Background: an optimization exercise with open tools, aiming at small area. Do not read the settings as production practice. In this exercise RTL edits were held to simulation tests only and were not proved equivalent to the original.

## flow/design.v

```verilog
module Spartan6_DSP48A1_DUT(A, B, D, C, CLK, CARRYIN, 
OPMODE, BCIN, RSTA, RSTB, RSTM, RSTP, RSTC, RSTD, RSTCARRYIN, RSTOPMODE, 
CEA, CEB, CEM, CEP, CEC, CED, CECARRYIN, CEOPMODE, PCIN,
BCOUT, PCOUT, P, M, CARRYOUT, CARRYOUTF);
parameter A0REG = 0;
parameter A1REG = 1;
parameter B0REG = 0;
parameter B1REG = 1;
parameter CREG = 1;
parameter DREG = 1;
parameter MREG = 1;
parameter PREG = 1;
parameter CARRYINREG = 1;
parameter CARRYOUTREG = 1;
parameter OPMODEREG = 1;
parameter CARRYINSEL = "OPMODE5";
parameter B_INPUT = "DIRECT";
parameter RSTTYPE = "SYNC";
input [17:0] A, B, D;
input [47:0] C;
input CLK, CARRYIN;
input [7:0] OPMODE;
input [17:0] BCIN;
input RSTA, RSTB, RSTM, RSTP, RSTC, RSTD, RSTCARRYIN, RSTOPMODE;
input CEA, CEB, CEM, CEP, CEC, CED, CECARRYIN, CEOPMODE;
input [47:0] PCIN;
output [17:0] BCOUT;
output [47:0] PCOUT, P;
output [35:0] M;
output CARRYOUT, CARRYOUTF;
reg [17:0] A0_REG, A1_REG, B0_REG, B1_REG, D_REG;
wire [17:0] mux_A0_out, mux_A1_out, mux_B0_out, mux_B1_out, mux_D_out, Pre_Adder_out, mux_Pre_Adder_out;
reg [17:0] B_input_out;
reg [47:0] C_REG;
wire [47:0] mux_C_out, D_A_B_Concatenation;
reg [7:0] OPMODE_REG;
wire [7:0] mux_OPMODE_out;
reg [35:0] M_REG;
wire [35:0] multiplier_out, mux_multiplier_out;
reg [47:0] mux_X_out, mux_Z_out;
wire Post_Adder_CIN;
reg mux_CARRYINSEL_out, CYI_REG, CYO_REG;
wire [47:0] Post_Adder_out;
reg [47:0] P_REG;
wire Post_Adder_CO;
generate
	if (RSTTYPE == "SYNC") begin
		always @(posedge CLK) begin
			if (RSTA) begin
				A0_REG <= 0;
				A1_REG <=0;
			end
			else if (CEA) begin
				A0_REG <= A;
				A1_REG <= mux_A0_out;
			end
		end
		always @(posedge CLK) begin
			if (RSTB) begin
				B0_REG <= 0;
				B1_REG <=0;
			end
			else if (CEB) begin
				B0_REG <= B_input_out;
				B1_REG <= mux_Pre_Adder_out;
			end
		end
		always @(posedge CLK) begin
			if (RSTC) begin
				C_REG <= 0;
			end
			else if (CEC) begin
				C_REG <= C;
			end
		end
		always @(posedge CLK) begin
			if (RSTD) begin
				D_REG <= 0;
			end
			else if (CED) begin
				D_REG <= D;
			end
		end
		always @(posedge CLK) begin
			if (RSTOPMODE) begin
				OPMODE_REG <= 0;
			end
			else if (CEOPMODE) begin
				OPMODE_REG <= OPMODE;
			end
		end
		always @(posedge CLK) begin
			if (RSTM) begin
				M_REG <= 0;
			end
			else if (CEM) begin
				M_REG <= multiplier_out;
			end
		end
		always @(posedge CLK) begin
			if (RSTCARRYIN) begin
				CYI_REG <= 0;
				CYO_REG <= 0;
			end
			else if (CECARRYIN) begin
				CYI_REG <= mux_CARRYINSEL_out;
				CYO_REG <= Post_Adder_CO;
			end
		end
		always @(posedge CLK) begin
			if (RSTP) begin
				P_REG <= 0;
			end
			else if (CEP) begin
				P_REG <= Post_Adder_out;
			end
		end
	end
	else if (RSTTYPE == "ASYNC") begin
		always @(posedge CLK or posedge RSTA) begin
			if (RSTA) begin
				A0_REG <= 0;
				A1_REG <=0;
			end
			else if (CEA) begin
				A0_REG <= A;
				A1_REG <= mux_A0_out;
			end
		end
		always @(posedge CLK or posedge RSTB) begin
			if (RSTB) begin
				B0_REG <= 0;
				B1_REG <=0;
			end
			else if (CEB) begin
				B0_REG <= B_input_out;
				B1_REG <= mux_Pre_Adder_out;
			end
		end
		always @(posedge CLK or posedge RSTC) begin
			if (RSTC) begin
				C_REG <= 0;
			end
			else if (CEC) begin
				C_REG <= C;
			end
		end
		always @(posedge CLK or posedge RSTD) begin
			if (RSTD) begin
				D_REG <= 0;
			end
			else if (CED) begin
				D_REG <= D;
			end
		end
		always @(posedge CLK or posedge RSTOPMODE) begin
			if (RSTOPMODE) begin
				OPMODE_REG <= 0;
			end
			else if (CEOPMODE) begin
				OPMODE_REG <= OPMODE;
			end
		end
		always @(posedge CLK or posedge RSTM) begin
			if (RSTM) begin
				M_REG <= 0;
			end
			else if (CEM) begin
				M_REG <= multiplier_out;
			end
		end
		always @(posedge CLK or posedge RSTCARRYIN) begin
			if (RSTCARRYIN) begin
				CYI_REG <= 0;
				CYO_REG <= 0;
			end
			else if (CECARRYIN) begin
				CYI_REG <= mux_CARRYINSEL_out;
				CYO_REG <= Post_Adder_CO;
			end
		end
		always @(posedge CLK or posedge RSTP) begin
			if (RSTP) begin
				P_REG <= 0;
			end
			else if (CEP) begin
				P_REG <= Post_Adder_out;
			end
		end
	end
endgenerate
assign mux_A0_out = (A0REG)? A0_REG : A;
assign mux_A1_out = (A1REG)? A1_REG : mux_A0_out;
assign mux_C_out = (CREG)? C_REG : C;
assign mux_D_out = (DREG)? D_REG : D;
always @(*) begin
	if (B_INPUT == "DIRECT") begin
		B_input_out = B;
	end
	else if (B_INPUT == "CASCADE") begin
		B_input_out = BCIN;
	end
	else begin
		B_input_out = 0;
	end
end
assign mux_B0_out = (B0REG)? B0_REG : B_input_out;
assign mux_B1_out = (B1REG)? B1_REG : mux_Pre_Adder_out;
assign Pre_Adder_out = (mux_OPMODE_out[6])? (mux_D_out - mux_B0_out) : (mux_D_out + mux_B0_out);
assign mux_Pre_Adder_out = (mux_OPMODE_out[4])? Pre_Adder_out : mux_B0_out;
assign mux_OPMODE_out = (OPMODEREG)? OPMODE_REG : OPMODE;
assign BCOUT = mux_B1_out;
assign D_A_B_Concatenation = {mux_D_out,mux_A1_out,mux_B1_out};
assign multiplier_out = mux_B1_out * mux_A1_out;
assign mux_multiplier_out = (MREG)? M_REG : multiplier_out;
assign M = ~(~mux_multiplier_out);
always @(*) begin
	case(mux_OPMODE_out[1:0])
	    0: mux_X_out = 0;
	    1: mux_X_out = mux_multiplier_out;
	    2: mux_X_out = P;   
	    3: mux_X_out = D_A_B_Concatenation;
	endcase
end
always @(*) begin
	case(mux_OPMODE_out[3:2])
	    0: mux_Z_out = 0;
	    1: mux_Z_out = PCIN;
	    2: mux_Z_out = P;   
	    3: mux_Z_out = mux_C_out;
	endcase
end
always @(*) begin
	if (CARRYINSEL == "OPMODE5") begin
		mux_CARRYINSEL_out = mux_OPMODE_out[5];
	end
	else if (CARRYINSEL == "CARRYIN") begin
		mux_CARRYINSEL_out = CARRYIN;
	end
	else begin
		mux_CARRYINSEL_out = 0;
	end
end
assign Post_Adder_CIN = (CARRYINREG)? CYI_REG : mux_CARRYINSEL_out;
assign {Post_Adder_CO , Post_Adder_out} = (mux_OPMODE_out[7])? (mux_Z_out - (mux_X_out + Post_Adder_CIN)) : (mux_Z_out + mux_X_out + Post_Adder_CIN);
assign P = (PREG)? P_REG : Post_Adder_out;
assign PCOUT = P;
assign CARRYOUT = (CARRYOUTREG)? CYO_REG : Post_Adder_CO;
assign CARRYOUTF = CARRYOUT;
endmodule
```

## flow/run.sh

```bash
#!/bin/bash
# synth_recipe.tcl (not shown) runs the flow's synth.tcl, then flattens the netlist and writes it again
# the make line also repeats each setting of config.mk as NAME=value (left out here)
make -C /OpenROAD-flow-scripts/flow DESIGN_CONFIG=/design/flow/config.mk WORK_HOME=/design/flow/orfs CLKGATE_MAP_FILE= SYNTH_SCRIPT=/design/flow/synth_recipe.tcl finish
```

## flow/config.mk

```make
export PLATFORM = sky130hd
export DESIGN_NAME = Spartan6_DSP48A1_DUT
export DESIGN_NICKNAME = Spartan6_DSP48A1_DUT
export VERILOG_FILES = /design/flow/design.v
export SDC_FILE = /design/flow/constraint.sdc
export NUM_CORES = 4
export LEC_CHECK = 0
export CAP_MARGIN = 20
export CORE_MARGIN = 2
export CORE_UTILIZATION = 40
export SLEW_MARGIN = 20
```

## flow/constraint.sdc

```tcl
create_clock -name core_clock -period 8.0 [get_ports {CLK}]
set_input_delay 1.6000 -clock core_clock [delete_from_list [all_inputs] [get_ports {CLK}]]
set_output_delay 1.6000 -clock core_clock [all_outputs]
set_load 0.01 [all_outputs]
```

Figure 1. Selected gate families.
(1.5 px per micron)
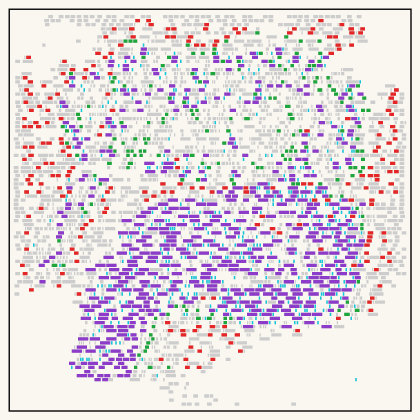
legend:
  purple:
    family: adder and majority cells
    cells: 528
  cyan:
    family: inverters
    cells: 442
  green:
    family: AND-OR and OR-AND gates
    cells: 183
    where: spread over the die
  red:
    family: multiplexers
    cells: 227
    where: spread over the die
multi-input combinational area share: 65.6%
fin cells: 4,372
commonest non-fill, non-tap cell in the layout: inv_1

Figure 2. Supply network.
(2 px per micron) Pins as bars on the die edge. Tap cells in grey.
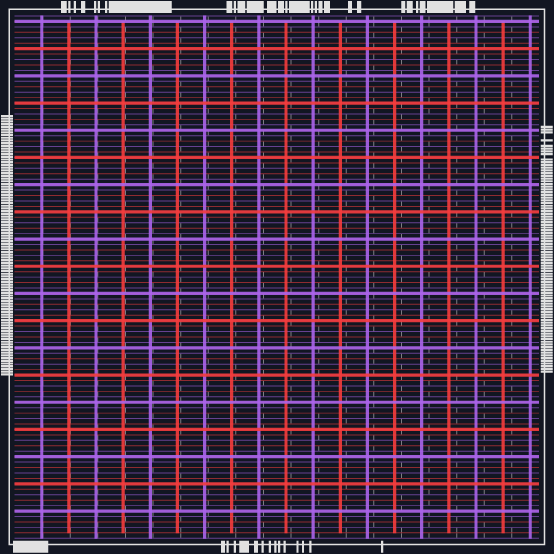
legend:
  purple:
    net: VSS
  red:
    net: VDD
met1 rails: 97
met4 straps: 19
rows: 96
Placeable Area: 68,500 sq um
Die Wd: 267 microns
Die H: 267 microns
Worst VDD drop: 0.000134 V

-- cell families after synthesis --
family / count (synthesis)
AO/OA/AOI/OAI: 626
XOR/XNOR: 135
adder cells (fa/ha/maj): 528
buffers and inverters: 697
flip-flops: 196
multiplexers: 227
AND/OR/NAND/NOR: 926
-- cells in the mapped netlist, types with 67 or more instances --
cell type / n
fa_1: 261
o21ai_0: 77
clkbuf_1: 152
a22o_1: 67
buf_4: 67
inv_1: 439
a21oi_1: 161
a21o_1: 70
xnor2_1: 92
mux2_2: 86
and2_1: 143
nand2_1: 284
nor2_1: 283
dfxtp_1: 196
mux2i_1: 141
ha_1: 267
-- state kept, by name (all words and copies together), names as in the netlist --
name,count
M_REG,36
CYI_REG,1
P_REG,48
CYO_REG,1
B1_REG,18
C_REG,48
A1_REG,18
OPMODE_REG,8
D_REG,18
-- layer usage --
metal	GRT usage (%)	vias to the layer above	share of wire (%)
li1	-	11300	-
met1	35.1	11500	46
met2	38.3	696	44
met3	4.15	91	6.6
met4	8.97	0	3.1
met5	0	-	0
==> flow_metrics.tcl <==
set metrics [dict create \
    area_growth_pct 15.0 \
    pg_clk_mw 0.954 \
    yosys.area.top_type "fa_1" \
    critPathCaptureType "flip-flop" \
    nClkBuffers 20 \
    cts_buffers 17 \
    track_usage_pct 24.9 \
    hold_viol_final 0 \
    grt_overflow 0 \
    grt_pass1_wl_microns 136000 \
    synth-edff-count 0 \
    syn_area_sq_um 27600 \
    setup_tns_ns 0 \
    buf_share_pct 11.4 \
    finalSetupViolCount 0 \
    io_buffers 326 \
    clk_path_buf_depth 2 \
    grt_pass1_vias 22900 \
    sh_seq_area_pct 12.4 \
    finalCoreUtilization_pct 46.4 \
    synthAdderAreaFrac_pct 31.0 \
    powerSeq_mw 1.24 \
    rsz0062_at_grt "false" \
    postCtsHoldBufs 0 \
    worst-setup-path-type "flip-flop to flip-flop" \
    multi_input_cells 2442 \
    seq_cell_count 196 \
    async_flop_share_pct 0 \
    p_leak_nw 14.9 \
    syn_nets 4057 \
    hold_start "C_REG[12]" \
    synth_area_per_cell_sq_um 8.29 \
    ys_ff_latch 196 \
    yosys_warnings 1 \
    drive_above_1_share_pct 6.19 \
    power_leader "combinational logic" \
    h-tree-depth 4 \
    fin_crit_sh_pct 86.8 \
    antenna_found_initial 0 \
    final-clk-cell-share_pct 1.91 \
    run_status "finished clean" \
    p_comb_mw 2.24 \
    worstSetupStartpointType "flip-flop" \
    worst_slack_ns 1.06 \
    drc_errors 0 \
    slowest_delay_ns 0.90 \
    final_cell_mix "inv_1 (439), clkdlybuf4s50_1 (320), nand2_1 (284)" \
    synth.area.top_cells "fa_1 (19%), dfxtp_1 (14%), ha_1 (12%)" \
    critical_path_depth 22 \
    largestClassByArea "multi-input gates" \
    finalPower_mw 4.43 \
    powerDensity_nw_per_um2 140 \
    num-nonclk-buffers 378 \
    timing.fmax_ghz 0.144 \
    io_pins 346 \
    grt_max_degree 83 \
    fin_crit_ns 6.94 \
    post-cts-setup-buffers 0 \
    synth-compound-area-share_pct 15.9 \
    well_tap_count 882 \
    worstMarginPinSlew_ns 1.11 \
    wl_microns 89100 \
    reg2reg_to "M_REG[29]" \
    crit_family "adder cells" \
    synth_top_family_by_area "adder cells" \
    worstSkewPairLatency_ns 0.52 \
    seq_area_sq_um 3930 \
    hold_end "C_REG[12]" \
    vias_per_cell 5.39 \
    rrSetupSlack_ns 1.06 \
    crit_slowest_cell "dfxtp_1" \
    nNonClkInverters 442 \
    nets 4199 \
    diodes 0 \
    multi_input_area_sq_um 20900 \
    power_frac_clock_pct 21.5 \
]

[separate check: timing with driven ports]
The flow's constraints put no driver on any port. The routed layout listed below was extracted and timed again, unchanged, in two steps.
Step 1 assumes that a clkbuf_16 drives the clock port and a buf_2 every other input.
Step 2, shift: input delay + t, output delay - t, t = (earliest + latest rising clock arrival at the registers) / 2. This alone moves slack from input paths to output paths.
Slacks: ideal ports / drivers / drivers and shift; pairs: ideal ports / drivers.
t (ns): 0.573
setup WS [ns]: 1.059 / 1.059 / 1.059
worst register clock-pin slew, ns: 0.10 / 0.10
After both steps this run still meets setup and hold. For this run, drivers alone change the setup slack by 0.000 ns; drivers and shift together by 0.000 ns.
